What follows belongs to an exercise in optimizing a design on an open flow for small area, a short achievable clock period and few clock cycles; a production flow would make more cautious choices. In this exercise RTL edits were held to simulation tests only and were not proved equivalent to the original. Power and IR drop assume default switching activity.

File: flow/run.sh
#!/bin/bash
# synth_recipe.tcl (not shown) runs the flow's synth.tcl, then flattens the netlist and writes it again
# the make line also repeats each setting of config.mk as NAME=value (left out here)
make -C /OpenROAD-flow-scripts/flow DESIGN_CONFIG=/design/flow/config.mk WORK_HOME=/design/flow/orfs CLKGATE_MAP_FILE= SYNTH_SCRIPT=/design/flow/synth_recipe.tcl finish
File: flow/config.mk
export PLATFORM = sky130hd
export DESIGN_NAME = CPU
export DESIGN_NICKNAME = CPU
export VERILOG_FILES = /design/flow/design.v
export SDC_FILE = /design/flow/constraint.sdc
export NUM_CORES = 4
export LEC_CHECK = 0
export CAP_MARGIN = 20
export CORE_MARGIN = 2
export CORE_UTILIZATION = 40
export PLACE_DENSITY = 0.6
export SLEW_MARGIN = 20
File: flow/constraint.sdc
create_clock -name core_clock -period 8.0 [get_ports {clk}]
set_input_delay 1.6000 -clock core_clock [delete_from_list [all_inputs] [get_ports {clk}]]
set_output_delay 1.6000 -clock core_clock [all_outputs]
set_load 0.01 [all_outputs]
File: flow/design.v
module MYMEM (Q, CLK, CEN, WEN, A, D, OEN);
output reg [15:0] Q;
input CLK, CEN, WEN, OEN;
input [6:0] A;
input [15:0] D;
reg [15:0] mem [0:127];
always @(posedge CLK) begin
    if (!CEN) begin
        if (!WEN) mem[A] <= D;
        Q <= mem[A];
    end
end
endmodule
module CPU(
                clk,
              rst_n,
           IO_stall,
         awid_m_inf,
       awaddr_m_inf,
       awsize_m_inf,
      awburst_m_inf,
        awlen_m_inf,
      awvalid_m_inf,
      awready_m_inf,
        wdata_m_inf,
        wlast_m_inf,
       wvalid_m_inf,
       wready_m_inf,
          bid_m_inf,
        bresp_m_inf,
       bvalid_m_inf,
       bready_m_inf,
         arid_m_inf,
       araddr_m_inf,
        arlen_m_inf,
       arsize_m_inf,
      arburst_m_inf,
      arvalid_m_inf,
      arready_m_inf, 
          rid_m_inf,
        rdata_m_inf,
        rresp_m_inf,
        rlast_m_inf,
       rvalid_m_inf,
       rready_m_inf 
);
parameter ID_WIDTH = 4 , ADDR_WIDTH = 32, DATA_WIDTH = 16, DRAM_NUMBER=2, WRIT_NUMBER=1;
input  wire clk, rst_n;
output reg  IO_stall;
output  wire [WRIT_NUMBER * ID_WIDTH-1:0]        awid_m_inf;
output  wire [WRIT_NUMBER * ADDR_WIDTH-1:0]    awaddr_m_inf;
output  wire [WRIT_NUMBER * 3 -1:0]            awsize_m_inf;
output  wire [WRIT_NUMBER * 2 -1:0]           awburst_m_inf;
output  wire [WRIT_NUMBER * 7 -1:0]             awlen_m_inf;
output  wire [WRIT_NUMBER-1:0]                awvalid_m_inf;
input   wire [WRIT_NUMBER-1:0]                awready_m_inf;
output  wire [WRIT_NUMBER * DATA_WIDTH-1:0]     wdata_m_inf;
output  wire [WRIT_NUMBER-1:0]                  wlast_m_inf;
output  wire [WRIT_NUMBER-1:0]                 wvalid_m_inf;
input   wire [WRIT_NUMBER-1:0]                 wready_m_inf;
input   wire [WRIT_NUMBER * ID_WIDTH-1:0]         bid_m_inf;
input   wire [WRIT_NUMBER * 2 -1:0]             bresp_m_inf;
input   wire [WRIT_NUMBER-1:0]                 bvalid_m_inf;
output  wire [WRIT_NUMBER-1:0]                 bready_m_inf;
output  wire [DRAM_NUMBER * ID_WIDTH-1:0]       arid_m_inf;
output  wire [DRAM_NUMBER * ADDR_WIDTH-1:0]   araddr_m_inf;
output  wire [DRAM_NUMBER * 7 -1:0]            arlen_m_inf;
output  wire [DRAM_NUMBER * 3 -1:0]           arsize_m_inf;
output  wire [DRAM_NUMBER * 2 -1:0]          arburst_m_inf;
output  wire [DRAM_NUMBER-1:0]               arvalid_m_inf;
input   wire [DRAM_NUMBER-1:0]               arready_m_inf;
input   wire [DRAM_NUMBER * ID_WIDTH-1:0]         rid_m_inf;
input   wire [DRAM_NUMBER * DATA_WIDTH-1:0]     rdata_m_inf;
input   wire [DRAM_NUMBER * 2 -1:0]             rresp_m_inf;
input   wire [DRAM_NUMBER-1:0]                  rlast_m_inf;
input   wire [DRAM_NUMBER-1:0]                 rvalid_m_inf;
output  wire [DRAM_NUMBER-1:0]                 rready_m_inf;
parameter signed OFFSET = 16'h1000 ;
integer i;
genvar idx;
parameter S_IDLE = 3'd7 ;
parameter S_INST_FETCH  = 3'd0 ; 
parameter S_INST_DECODE = 3'd1 ;
parameter S_EXECUTE     = 3'd2 ;
parameter S_WRITE_BACK  = 3'd3 ;
parameter S_DATA_LOAD   = 3'd4 ;
parameter S_DATA_STORE  = 3'd5 ;
reg signed [15:0] core_r0 , core_r1 , core_r2 , core_r3 ;
reg signed [15:0] core_r4 , core_r5 , core_r6 , core_r7 ;
reg signed [15:0] core_r8 , core_r9 , core_r10, core_r11;
reg signed [15:0] core_r12, core_r13, core_r14, core_r15;
reg [2:0] curr_state, next_state;
wire [15:0] inst, data;
wire [2:0] opcode;
wire [3:0] rs, rt, rd;
wire func;
wire signed [4:0] imm;
wire [15:0] address;
reg signed [15:0] curr_pc, next_pc;
reg signed [15:0] rs_data, rt_data, rd_data;
wire signed [15:0] data_addr;
reg in_valid_inst;
wire out_valid_inst;
reg in_valid_data;
wire out_valid_data;
reg in_valid_data_write;
wire out_finish_data;
always @(posedge clk or negedge rst_n) begin
    if (!rst_n)   curr_state <= S_IDLE ;
    else          curr_state <= next_state ;
end
always @(*) begin
    next_state = curr_state ;
    case(curr_state)
        S_IDLE:   next_state = S_INST_FETCH ;
        S_INST_FETCH:   if (out_valid_inst==1)    next_state = S_INST_DECODE ;
        S_INST_DECODE:  next_state = S_EXECUTE ;
        S_EXECUTE: begin
            if (opcode==3'b010)         next_state = S_DATA_LOAD ;
            else if (opcode==3'b011)    next_state = S_DATA_STORE ;
            else if (opcode[2]==1'b1)   next_state = S_INST_FETCH ;
            else                        next_state = S_WRITE_BACK ;
        end
        S_DATA_LOAD:  if (out_valid_data==1)    next_state = S_INST_FETCH ;
        S_DATA_STORE: if (out_finish_data==1)   next_state = S_INST_FETCH ;
        S_WRITE_BACK:   next_state = S_INST_FETCH ;
    endcase
end
always @(posedge clk or negedge rst_n) begin
    if (!rst_n)   in_valid_inst <= 0 ;
    else begin
        if (next_state==S_INST_FETCH && curr_state!=S_INST_FETCH)   in_valid_inst <= 1 ;
        else      in_valid_inst <= 0 ;
    end
end
r_DRAM_inst r_DRAM_inst(
                .clk(clk),
              .rst_n(rst_n),
           .in_valid(in_valid_inst),
            .in_addr(curr_pc[11:1]),
          .out_valid(out_valid_inst),
           .out_inst(inst),
         .arid_m_inf(arid_m_inf[DRAM_NUMBER * ID_WIDTH-1:ID_WIDTH]),
       .araddr_m_inf(araddr_m_inf[DRAM_NUMBER * ADDR_WIDTH-1:ADDR_WIDTH]),
        .arlen_m_inf(arlen_m_inf[DRAM_NUMBER * 7 -1:7]),
       .arsize_m_inf(arsize_m_inf[DRAM_NUMBER * 3 -1:3]),
      .arburst_m_inf(arburst_m_inf[DRAM_NUMBER * 2 -1:2]),
      .arvalid_m_inf(arvalid_m_inf[1]),
      .arready_m_inf(arready_m_inf[1]), 
          .rid_m_inf(rid_m_inf[DRAM_NUMBER * ID_WIDTH-1:ID_WIDTH]),
        .rdata_m_inf(rdata_m_inf[DRAM_NUMBER * DATA_WIDTH-1:DATA_WIDTH]),
        .rresp_m_inf(rresp_m_inf[DRAM_NUMBER * 2 -1:2]),
        .rlast_m_inf(rlast_m_inf[1]),
       .rvalid_m_inf(rvalid_m_inf[1]),
       .rready_m_inf(rready_m_inf[1]) 
);
always @(posedge clk or negedge rst_n) begin
    if (!rst_n)   in_valid_data <= 0 ;
    else begin
        if (next_state==S_DATA_LOAD && curr_state!=S_DATA_LOAD)         in_valid_data <= 1 ;
        else if (next_state==S_DATA_STORE && curr_state!=S_DATA_STORE)  in_valid_data <= 1 ;
        else      in_valid_data <= 0 ;
    end
end
assign data_addr = (rs_data + {{11{imm[4]}}, imm}) * 2 + OFFSET ;
r_DRAM_data r_DRAM_data(
                .clk(clk),
              .rst_n(rst_n),
           .in_valid(in_valid_data),
            .in_addr(data_addr[11:1]),
            .in_write(curr_state==S_DATA_STORE),
            .in_data(rt_data),
          .out_valid(out_valid_data),
           .out_data(data),
         .arid_m_inf(arid_m_inf[ID_WIDTH-1:0]),
       .araddr_m_inf(araddr_m_inf[ADDR_WIDTH-1:0]),
        .arlen_m_inf(arlen_m_inf[7 -1:0]),
       .arsize_m_inf(arsize_m_inf[3 -1:0]),
      .arburst_m_inf(arburst_m_inf[2 -1:0]),
      .arvalid_m_inf(arvalid_m_inf[0]),
      .arready_m_inf(arready_m_inf[0]), 
          .rid_m_inf(rid_m_inf[ID_WIDTH-1:0]),
        .rdata_m_inf(rdata_m_inf[DATA_WIDTH-1:0]),
        .rresp_m_inf(rresp_m_inf[2 -1:0]),
        .rlast_m_inf(rlast_m_inf[0]),
       .rvalid_m_inf(rvalid_m_inf[0]),
       .rready_m_inf(rready_m_inf[0]) 
);
always @(posedge clk or negedge rst_n) begin
    if (!rst_n)   in_valid_data_write <= 0 ;
    else begin
        if (next_state==S_DATA_STORE && curr_state!=S_DATA_STORE)  in_valid_data_write <= 1 ;
        else      in_valid_data_write <= 0 ;
    end
end
w_DRAM_data w_DRAM_data(
                .clk(clk),
              .rst_n(rst_n),
           .in_valid(in_valid_data_write),
            .in_addr(data_addr[11:1]),
            .in_data(rt_data),
         .out_finish(out_finish_data),
         .awid_m_inf(awid_m_inf),
       .awaddr_m_inf(awaddr_m_inf),
       .awsize_m_inf(awsize_m_inf),
      .awburst_m_inf(awburst_m_inf),
        .awlen_m_inf(awlen_m_inf),
      .awvalid_m_inf(awvalid_m_inf),
      .awready_m_inf(awready_m_inf),
        .wdata_m_inf(wdata_m_inf),
        .wlast_m_inf(wlast_m_inf),
       .wvalid_m_inf(wvalid_m_inf),
       .wready_m_inf(wready_m_inf),
          .bid_m_inf(bid_m_inf),
        .bresp_m_inf(bresp_m_inf),
       .bvalid_m_inf(bvalid_m_inf),
       .bready_m_inf(bready_m_inf)
);
assign opcode = inst[15:13] ;
assign rs     = inst[12: 9] ;
assign rt     = inst[ 8: 5] ;
assign rd     = inst[ 4: 1] ;
assign func   = inst[0] ;
assign imm    = inst[ 4: 0] ;
assign address = { 3'b000 , inst[12:0] } ;
always @(posedge clk or negedge rst_n) begin
    if (!rst_n)                         curr_pc <= OFFSET ;
    else if (next_state==S_EXECUTE)     curr_pc <= next_pc ;
end
always @(*) begin
    if (opcode==3'b101)     next_pc = address ;
    else if (opcode==3'b100) begin
        if (rs_data==rt_data)   next_pc = curr_pc + 2 + {{10{imm[4]}}, imm, 1'b0} ; 
        else                    next_pc = curr_pc + 2 ;
    end 
    else    next_pc = curr_pc +  2;
end
always @(posedge clk or negedge rst_n) begin
    if (!rst_n)     IO_stall <= 1 ;
    else begin
        if (curr_state!=S_IDLE) begin
            if (next_state==S_INST_FETCH && curr_state!=S_INST_FETCH)
                IO_stall <= 0 ;
            else 
                IO_stall <= 1 ;
        end
    end
end
always @(posedge clk or negedge rst_n) begin
    if (!rst_n)     rs_data <= 0 ;
    else begin
        if (next_state==S_INST_DECODE) begin
            case(rs)
                0:      rs_data <= core_r0  ;
                1:      rs_data <= core_r1  ;
                2:      rs_data <= core_r2  ;
                3:      rs_data <= core_r3  ;
                4:      rs_data <= core_r4  ;
                5:      rs_data <= core_r5  ;
                6:      rs_data <= core_r6  ;
                7:      rs_data <= core_r7  ;
                8:      rs_data <= core_r8  ;
                9:      rs_data <= core_r9  ;
                10:     rs_data <= core_r10 ; 
                11:     rs_data <= core_r11 ; 
                12:     rs_data <= core_r12 ; 
                13:     rs_data <= core_r13 ; 
                14:     rs_data <= core_r14 ; 
                15:     rs_data <= core_r15 ; 
            endcase
        end         
    end
end
always @(posedge clk or negedge rst_n) begin
    if (!rst_n)     rt_data <= 0 ;
    else begin
        if (next_state==S_INST_DECODE) begin
            case(rt)
                0:      rt_data <= core_r0  ;
                1:      rt_data <= core_r1  ;
                2:      rt_data <= core_r2  ;
                3:      rt_data <= core_r3  ;
                4:      rt_data <= core_r4  ;
                5:      rt_data <= core_r5  ;
                6:      rt_data <= core_r6  ;
                7:      rt_data <= core_r7  ;
                8:      rt_data <= core_r8  ;
                9:      rt_data <= core_r9  ;
                10:     rt_data <= core_r10 ; 
                11:     rt_data <= core_r11 ; 
                12:     rt_data <= core_r12 ; 
                13:     rt_data <= core_r13 ; 
                14:     rt_data <= core_r14 ; 
                15:     rt_data <= core_r15 ; 
            endcase
        end         
    end
end
always @(posedge clk or negedge rst_n) begin
    if (!rst_n)     rd_data <= 0 ;
    else begin
        if (next_state==S_EXECUTE) begin
            if (opcode==3'b000) begin
                if (func==0)    rd_data <= rs_data + rt_data ;   
                else            rd_data <= rs_data - rt_data ;   
            end
            else if (opcode==3'b001) begin
                if (func==0)    rd_data <= (rs_data<rt_data) ? 1 : 0 ;   
                else            rd_data <= rs_data * rt_data ;   
            end
            else    rd_data <= 0 ;
        end
    end
end
always @(posedge clk or negedge rst_n) begin
    if (!rst_n)   core_r0 <= 0 ;
    else begin
        if (next_state==S_WRITE_BACK && rd==0)  core_r0 <= rd_data ;
        else if (out_valid_data==1 && rt==0)    core_r0 <= data ;
    end
end
always @(posedge clk or negedge rst_n) begin
    if (!rst_n)   core_r1 <= 0 ;
    else begin
        if (next_state==S_WRITE_BACK && rd==1)  core_r1 <= rd_data ;
        else if (out_valid_data==1 && rt==1)    core_r1 <= data ;
    end
end
always @(posedge clk or negedge rst_n) begin
    if (!rst_n)   core_r2 <= 0 ;
    else begin
        if (next_state==S_WRITE_BACK && rd==2)  core_r2 <= rd_data ;
        else if (out_valid_data==1 && rt==2)    core_r2 <= data ;
    end
end
always @(posedge clk or negedge rst_n) begin
    if (!rst_n)   core_r3 <= 0 ;
    else begin
        if (next_state==S_WRITE_BACK && rd==3)  core_r3 <= rd_data ;
        else if (out_valid_data==1 && rt==3)    core_r3 <= data ;
    end
end
always @(posedge clk or negedge rst_n) begin
    if (!rst_n)   core_r4 <= 0 ;
    else begin
        if (next_state==S_WRITE_BACK && rd==4)  core_r4 <= rd_data ;
        else if (out_valid_data==1 && rt==4)    core_r4 <= data ;
    end
end
always @(posedge clk or negedge rst_n) begin
    if (!rst_n)   core_r5 <= 0 ;
    else begin
        if (next_state==S_WRITE_BACK && rd==5)  core_r5 <= rd_data ;
        else if (out_valid_data==1 && rt==5)    core_r5 <= data ;
    end
end
always @(posedge clk or negedge rst_n) begin
    if (!rst_n)   core_r6 <= 0 ;
    else begin
        if (next_state==S_WRITE_BACK && rd==6)  core_r6 <= rd_data ;
        else if (out_valid_data==1 && rt==6)    core_r6 <= data ;
    end
end
always @(posedge clk or negedge rst_n) begin
    if (!rst_n)   core_r7 <= 0 ;
    else begin
        if (next_state==S_WRITE_BACK && rd==7)  core_r7 <= rd_data ;
        else if (out_valid_data==1 && rt==7)    core_r7 <= data ;
    end
end
always @(posedge clk or negedge rst_n) begin
    if (!rst_n)   core_r8 <= 0 ;
    else begin
        if (next_state==S_WRITE_BACK && rd==8)  core_r8 <= rd_data ;
        else if (out_valid_data==1 && rt==8)    core_r8 <= data ;
    end
end
always @(posedge clk or negedge rst_n) begin
    if (!rst_n)   core_r9 <= 0 ;
    else begin
        if (next_state==S_WRITE_BACK && rd==9)  core_r9 <= rd_data ;
        else if (out_valid_data==1 && rt==9)    core_r9 <= data ;
    end
end
always @(posedge clk or negedge rst_n) begin
    if (!rst_n)   core_r10 <= 0 ;
    else begin
        if (next_state==S_WRITE_BACK && rd==10)  core_r10 <= rd_data ;
        else if (out_valid_data==1 && rt==10)    core_r10 <= data ;
    end
end
always @(posedge clk or negedge rst_n) begin
    if (!rst_n)   core_r11 <= 0 ;
    else begin
        if (next_state==S_WRITE_BACK && rd==11)  core_r11 <= rd_data ;
        else if (out_valid_data==1 && rt==11)    core_r11 <= data ;
    end
end
always @(posedge clk or negedge rst_n) begin
    if (!rst_n)   core_r12 <= 0 ;
    else begin
        if (next_state==S_WRITE_BACK && rd==12)  core_r12 <= rd_data ;
        else if (out_valid_data==1 && rt==12)    core_r12 <= data ;
    end
end
always @(posedge clk or negedge rst_n) begin
    if (!rst_n)   core_r13 <= 0 ;
    else begin
        if (next_state==S_WRITE_BACK && rd==13)  core_r13 <= rd_data ;
        else if (out_valid_data==1 && rt==13)    core_r13 <= data ;
    end
end
always @(posedge clk or negedge rst_n) begin
    if (!rst_n)   core_r14 <= 0 ;
    else begin
        if (next_state==S_WRITE_BACK && rd==14)  core_r14 <= rd_data ;
        else if (out_valid_data==1 && rt==14)    core_r14 <= data ;
    end
end
always @(posedge clk or negedge rst_n) begin
    if (!rst_n)   core_r15 <= 0 ;
    else begin
        if (next_state==S_WRITE_BACK && rd==15)  core_r15 <= rd_data ;
        else if (out_valid_data==1 && rt==15)    core_r15 <= data ;
    end
end
endmodule
module r_DRAM_inst(
                clk,
              rst_n,
           in_valid,
            in_addr,
          out_valid,
           out_inst,
         arid_m_inf,
       araddr_m_inf,
        arlen_m_inf,
       arsize_m_inf,
      arburst_m_inf,
      arvalid_m_inf,
      arready_m_inf, 
          rid_m_inf,
        rdata_m_inf,
        rresp_m_inf,
        rlast_m_inf,
       rvalid_m_inf,
       rready_m_inf 
);
parameter ID_WIDTH = 4 , ADDR_WIDTH = 32, DATA_WIDTH = 16, DRAM_NUMBER=2, WRIT_NUMBER=1;
input  wire clk, rst_n;
input  in_valid;
input  [10:0] in_addr;
output reg out_valid;
output reg [15:0] out_inst;
output  wire [ID_WIDTH-1:0]       arid_m_inf;
output  wire [ADDR_WIDTH-1:0]   araddr_m_inf;
output  wire [7 -1:0]            arlen_m_inf;
output  wire [3 -1:0]           arsize_m_inf;
output  wire [2 -1:0]          arburst_m_inf;
output  reg                    arvalid_m_inf;
input   wire                   arready_m_inf;
input   wire [ID_WIDTH-1:0]         rid_m_inf;
input   wire [DATA_WIDTH-1:0]     rdata_m_inf;
input   wire [2 -1:0]             rresp_m_inf;
input   wire                      rlast_m_inf;
input   wire                     rvalid_m_inf;
output  wire                     rready_m_inf;
parameter S_IDLE = 3'd0 ;
parameter S_HIT  = 3'd1 ;
parameter S_BUF  = 3'd2 ;
parameter S_SEND = 3'd3 ;
parameter S_WAIT = 3'd4 ;
parameter S_OUT  = 3'd5 ;
reg  [2:0] curr_state, next_state;
reg [6:0] curr_addr;
wire [15:0] sram_out;
reg is_valid;
reg [3:0] tag;
always @(posedge clk or negedge rst_n) begin
    if (!rst_n)     curr_addr <= 0 ;
    else begin
        if (next_state==S_HIT)      curr_addr <= in_addr[6:0] ;
        else if (rvalid_m_inf==1)   curr_addr <= curr_addr + 1 ;
        else if (next_state==S_IDLE)    curr_addr <= 0 ;
    end
end
MYMEM SRAM_inst( .Q(sram_out), .CLK(clk), .CEN(1'b0), .WEN(curr_state!=S_WAIT), .A(curr_addr), .D(rdata_m_inf), .OEN(1'b0) );
always @(posedge clk or negedge rst_n) begin
    if (!rst_n)     is_valid <= 0 ;
    else if (curr_state==S_SEND)    is_valid <= 1 ;
end
always @(posedge clk or negedge rst_n) begin
    if (!rst_n)     tag <= 0 ;
    else if (curr_state==S_SEND)    tag <= in_addr[10:7] ;
end
always @(posedge clk or negedge rst_n) begin
    if (!rst_n)     curr_state <= S_IDLE ;
    else            curr_state <= next_state ;
end
always @(*) begin
    next_state = curr_state ;
    case(curr_state)
        S_IDLE: begin
            if (in_valid==1) begin
                if (is_valid==1 && tag==in_addr[10:7])  
                    next_state = S_HIT ;
                else
                    next_state = S_SEND ;
            end 
        end
        S_HIT:  next_state = S_BUF ;
        S_BUF:  next_state = S_OUT ;
        S_SEND: if (arready_m_inf==1)   next_state = S_WAIT ;
        S_WAIT: if (rlast_m_inf==1)     next_state = S_OUT ;
        S_OUT:  next_state = S_IDLE ;
    endcase
end
assign arid_m_inf = 0 ;
assign arlen_m_inf = 7'b111_1111 ;
assign arsize_m_inf = 3'b001 ;
assign arburst_m_inf = 2'b01 ;
assign araddr_m_inf = { 16'd0 , 4'b001 , in_addr[10:7] , 8'd0 } ;
assign rready_m_inf = (curr_state==S_WAIT) ? 1 : 0 ;
always @(posedge clk or negedge rst_n) begin
    if (!rst_n)     arvalid_m_inf <= 0 ;
    else begin
        if (next_state==S_SEND) arvalid_m_inf <= 1 ;
        else                    arvalid_m_inf <= 0 ;
    end
end
always @(posedge clk or negedge rst_n) begin
    if (!rst_n)     out_inst <= 0 ;
    else begin
        if (curr_state==S_WAIT) begin
            if (rvalid_m_inf==1 && curr_addr==in_addr[6:0])
                out_inst <= rdata_m_inf ;
        end 
        else if (curr_state==S_BUF)
            out_inst <= sram_out ;
    end
end
always @(posedge clk or negedge rst_n) begin
    if (!rst_n)     out_valid <= 0 ;
    else begin
        if (next_state==S_OUT)  out_valid <= 1 ;
        else                    out_valid <= 0 ;
    end
end
endmodule
module r_DRAM_data(
                clk,
              rst_n,
           in_valid,
           in_write,
            in_addr,
            in_data,
          out_valid,
           out_data,
         arid_m_inf,
       araddr_m_inf,
        arlen_m_inf,
       arsize_m_inf,
      arburst_m_inf,
      arvalid_m_inf,
      arready_m_inf, 
          rid_m_inf,
        rdata_m_inf,
        rresp_m_inf,
        rlast_m_inf,
       rvalid_m_inf,
       rready_m_inf 
);
parameter ID_WIDTH = 4 , ADDR_WIDTH = 32, DATA_WIDTH = 16, DRAM_NUMBER=2, WRIT_NUMBER=1;
input  wire clk, rst_n;
input  in_valid;
input  in_write;
input  [10:0] in_addr;
input  [15:0] in_data;
output reg out_valid;
output reg [15:0] out_data;
output  wire [ID_WIDTH-1:0]       arid_m_inf;
output  wire [ADDR_WIDTH-1:0]   araddr_m_inf;
output  wire [7 -1:0]            arlen_m_inf;
output  wire [3 -1:0]           arsize_m_inf;
output  wire [2 -1:0]          arburst_m_inf;
output  reg                    arvalid_m_inf;
input   wire                   arready_m_inf;
input   wire [ID_WIDTH-1:0]         rid_m_inf;
input   wire [DATA_WIDTH-1:0]     rdata_m_inf;
input   wire [2 -1:0]             rresp_m_inf;
input   wire                      rlast_m_inf;
input   wire                     rvalid_m_inf;
output  wire                     rready_m_inf;
parameter S_IDLE = 3'd0 ;
parameter S_HIT  = 3'd1 ;
parameter S_BUF  = 3'd2 ;
parameter S_SEND = 3'd3 ;
parameter S_WAIT = 3'd4 ;
parameter S_OUT  = 3'd5 ;
parameter S_WRITE_SARM = 3'd6 ;
reg  [2:0] curr_state, next_state;
reg [6:0] curr_addr;
wire [15:0] sram_out, sram_data;
reg is_valid;
reg [3:0] tag;
always @(posedge clk or negedge rst_n) begin
    if (!rst_n)     curr_addr <= 0 ;
    else begin
        if (next_state==S_HIT || next_state==S_WRITE_SARM)  curr_addr <= in_addr[6:0] ;
        else if (rvalid_m_inf==1)                           curr_addr <= curr_addr + 1 ;
        else if (next_state==S_IDLE)    curr_addr <= 0 ;
    end
end
assign sram_data = (curr_state==S_WRITE_SARM) ? in_data : rdata_m_inf ;
MYMEM SRAM_data( .Q(sram_out), .CLK(clk), .CEN(1'b0), .WEN(curr_state!=S_WAIT && curr_state!=S_WRITE_SARM), .A(curr_addr), .D(sram_data), .OEN(1'b0) );
always @(posedge clk or negedge rst_n) begin
    if (!rst_n)     is_valid <= 0 ;
    else if (curr_state==S_SEND)    is_valid <= 1 ;
end
always @(posedge clk or negedge rst_n) begin
    if (!rst_n)     tag <= 0 ;
    else if (curr_state==S_SEND)    tag <= in_addr[10:7] ;
end
always @(posedge clk or negedge rst_n) begin
    if (!rst_n)     curr_state <= S_IDLE ;
    else            curr_state <= next_state ;
end
always @(*) begin
    next_state = curr_state ;
    case(curr_state)
        S_IDLE: begin
            if (in_valid==1) begin
                if (in_write==1 && tag==in_addr[10:7])
                    next_state = S_WRITE_SARM ;
                else if (is_valid==1 && tag==in_addr[10:7])  
                    next_state = S_HIT ;
                else if (in_write!=1)
                    next_state = S_SEND ;
            end 
        end
        S_HIT:  next_state = S_BUF ;
        S_BUF:  next_state = S_OUT ;
        S_SEND: if (arready_m_inf==1)   next_state = S_WAIT ;
        S_WAIT: if (rlast_m_inf==1)     next_state = S_OUT ;
        S_OUT:  next_state = S_IDLE ;
        S_WRITE_SARM:   next_state = S_IDLE ;
    endcase
end
assign arid_m_inf = 0 ;
assign arlen_m_inf = 7'b111_1111 ;
assign arsize_m_inf = 3'b001 ;
assign arburst_m_inf = 2'b01 ;
assign araddr_m_inf = { 16'd0 , 4'b001 , in_addr[10:7] , 8'd0 } ;
assign rready_m_inf = (curr_state==S_WAIT) ? 1 : 0 ;
always @(posedge clk or negedge rst_n) begin
    if (!rst_n)     arvalid_m_inf <= 0 ;
    else begin
        if (next_state==S_SEND) arvalid_m_inf <= 1 ;
        else                    arvalid_m_inf <= 0 ;
    end
end
always @(posedge clk or negedge rst_n) begin
    if (!rst_n)     out_data <= 0 ;
    else begin
        if (curr_state==S_WAIT) begin
            if (rvalid_m_inf==1 && curr_addr==in_addr[6:0])
                out_data <= rdata_m_inf ;
        end 
        else if (curr_state==S_BUF)
            out_data <= sram_out ;
    end
end
always @(posedge clk or negedge rst_n) begin
    if (!rst_n)     out_valid <= 0 ;
    else begin
        if (next_state==S_OUT)  out_valid <= 1 ;
        else                    out_valid <= 0 ;
    end
end
endmodule
module w_DRAM_data(
                clk,
              rst_n,
           in_valid,
            in_addr,
            in_data,
         out_finish,
         awid_m_inf,
       awaddr_m_inf,
       awsize_m_inf,
      awburst_m_inf,
        awlen_m_inf,
      awvalid_m_inf,
      awready_m_inf,
        wdata_m_inf,
        wlast_m_inf,
       wvalid_m_inf,
       wready_m_inf,
          bid_m_inf,
        bresp_m_inf,
       bvalid_m_inf,
       bready_m_inf
);
parameter ID_WIDTH = 4 , ADDR_WIDTH = 32, DATA_WIDTH = 16, DRAM_NUMBER=2, WRIT_NUMBER=1;
input  wire clk, rst_n;
input  in_valid;
input  [10:0] in_addr;
input  [15:0] in_data;
output reg out_finish;
output  wire [ID_WIDTH-1:0]        awid_m_inf;
output  wire [ADDR_WIDTH-1:0]    awaddr_m_inf;
output  wire [3 -1:0]            awsize_m_inf;
output  wire [2 -1:0]           awburst_m_inf;
output  wire [7 -1:0]             awlen_m_inf;
output  reg                     awvalid_m_inf;
input   wire                    awready_m_inf;
output  reg  [DATA_WIDTH-1:0]     wdata_m_inf;
output  reg                       wlast_m_inf;
output  reg                      wvalid_m_inf;
input   wire                     wready_m_inf;
input   wire [ID_WIDTH-1:0]         bid_m_inf;
input   wire [2 -1:0]             bresp_m_inf;
input   wire                     bvalid_m_inf;
output  wire                     bready_m_inf;
parameter S_IDLE = 2'd0 ;
parameter S_SEND = 2'd1 ;
parameter S_WAIT = 2'd2 ;
parameter S_OUT  = 2'd3 ;
reg  [1:0] curr_state, next_state;
always @(posedge clk or negedge rst_n) begin
    if (!rst_n)     curr_state <= S_IDLE ;
    else            curr_state <= next_state ;
end
always @(*) begin
    next_state = curr_state ;
    case(curr_state)
        S_IDLE: if (in_valid==1)        next_state = S_SEND ; 
        S_SEND: if (awready_m_inf==1)   next_state = S_WAIT ;
        S_WAIT: if (wready_m_inf==1 && wlast_m_inf==1)     next_state = S_OUT ;
        S_OUT:  if (bvalid_m_inf==1)    next_state = S_IDLE ;
    endcase
end
assign awid_m_inf = 0 ;
assign awlen_m_inf = 7'd0 ;
assign awsize_m_inf = 3'b001 ;
assign awburst_m_inf = 2'b01 ;
assign awaddr_m_inf = { 16'd0 , 4'b0001 , in_addr , 1'b0 } ;
assign bready_m_inf = (curr_state==S_OUT) ? 1 : 0 ;
always @(posedge clk or negedge rst_n) begin
    if (!rst_n)     awvalid_m_inf <= 0 ;
    else begin
        if (next_state==S_SEND)     awvalid_m_inf <= 1 ;
        else                        awvalid_m_inf <= 0 ;
    end
end
always @(posedge clk or negedge rst_n) begin
    if (!rst_n)     wdata_m_inf <= 0 ;
    else if (in_valid==1)    wdata_m_inf <= in_data ;
end
always @(posedge clk or negedge rst_n) begin
    if (!rst_n)     wlast_m_inf <= 0 ;
    else begin
        if (next_state==S_WAIT)     wlast_m_inf <= 1 ;
        else                        wlast_m_inf <= 0 ;
    end
end
always @(posedge clk or negedge rst_n) begin
    if (!rst_n)     wvalid_m_inf <= 0 ;
    else begin
        if (next_state==S_WAIT)     wvalid_m_inf <= 1 ;
        else                        wvalid_m_inf <= 0 ;
    end
end
always @(posedge clk or negedge rst_n) begin
    if (!rst_n)     out_finish <= 0 ;
    else begin
        if (curr_state==S_OUT && next_state==S_IDLE)    out_finish <= 1 ;
        else                    out_finish <= 0 ;
    end
end
endmodule
==> images/io_placement.png <==
Bar = 200 um. Pins as bars across the die edge, other pins in grey.
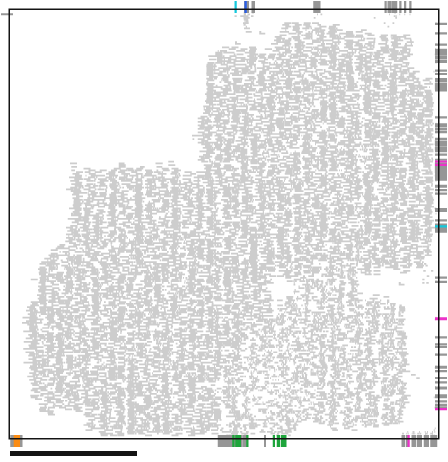
[orange] rid_m_inf | pins: 8 | direction: input | edge: south
[blue] wready_m_inf | pins: 1 | direction: input | edge: north
[magenta] arsize_m_inf | pins: 6 | direction: output | edge: 5 east, 1 south
[cyan] arvalid_m_inf | pins: 2 | direction: output | edge: 1 north, 1 east
[green] wdata_m_inf | pins: 16 | direction: output | edge: south
number of port buffers: 86
die width: 672 um

==> images/cell_density.png <==
The die is cut into 34 by 34 equal tiles; dark purple is low, yellow is high, 0 to 100% covered.
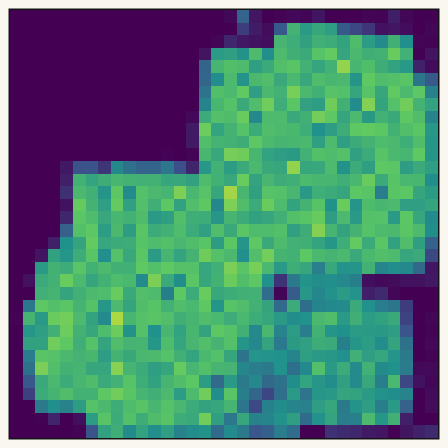
tiles over 75% full: 4.4%
mean over tiles: 43%
fullest tile: 87%
effective utilization at floorplan: 0.401
final core occ: 0.455
Core Box Area: 0.445 mm^2

==> images/clock_tree.png <==
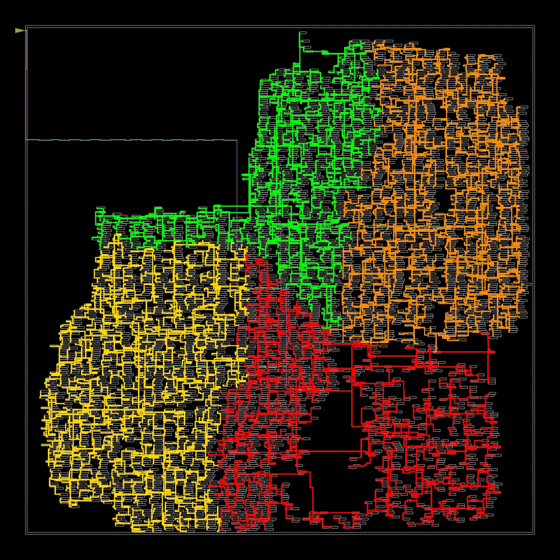
Sink Count: 4537
H-Tree Depth: 5
CTS root buffer: clkbuf_16
seq_cells: 4537

==> summary.md <==
| Metric | Value |
|---|---|
| Sw Pwr | `0.0172 W` |
| Max Fanout on Critical Path | `11` |
| DP HPWL | `~320000 um` |
| Synthesis warning total | `5` |
| Mean post-synth cell area | `roughly 16 um^2` |
| Slew Viols, Final | `0` |
| Critical path capture point type | `flip-flop` |
| Synth unique cells | `between 70 and 80` |
| Commonest non-fill, non-tap cell in the layout | `edfxtp_1` |
| CP startpoint kind | `flip-flop` |
| Non-clk bufs | `roughly 600` |
| Rel. slew slack | `0.236` |
| Routed length on met2 | `between 200000 and 300000 um` |
| Outcome | `timing/DRC/antenna clean` |
| Post-synthesis mux area share | `0.0182` |
| Dpl ws | `~1.5 ns` |
| Final worst path period share | `0.806` |
| Fraction of registers with async set/reset | `0.0901` |
| Vias | `110211` |
| Post-synth EDFFs | `between 4000 and 5000` |
| Via density | `around 6.2` |
| R2R cell count | `19` |
| GRT met3 Usage | `0.0473` |
| PnR Total Power | `about 0.058 W` |
| Comb_multi_in | `between 5000 and 6000` |
Testbench counts, summed over its fixed seeds: cycles 1,052,208.

separate check: timing with driven ports:
The flow's constraints put no driver on any port. The routed layout listed below was extracted and timed again, unchanged, in two steps. Step 1: set_driving_cell puts a clkbuf_16 on clk and a buf_2 on each other input, an assumption about the parent block. Step 2, shift: input delay + t, output delay - t, t = (earliest + latest rising clock arrival at the registers) / 2. This alone moves slack from input paths to output paths. a / b / c = ideal ports / drivers / drivers and shift; a / b = the first two.
t (ns): 1.084
slack for setup (ns): 1.555 / 1.474 / 1.555
latest minus earliest clock arrival (ns): 0.138 / 0.138
cell pins on the clock port's net: 1
After both steps this run still meets setup and hold. For this run, drivers alone change the setup slack by -0.081 ns; drivers and shift together by 0.000 ns.
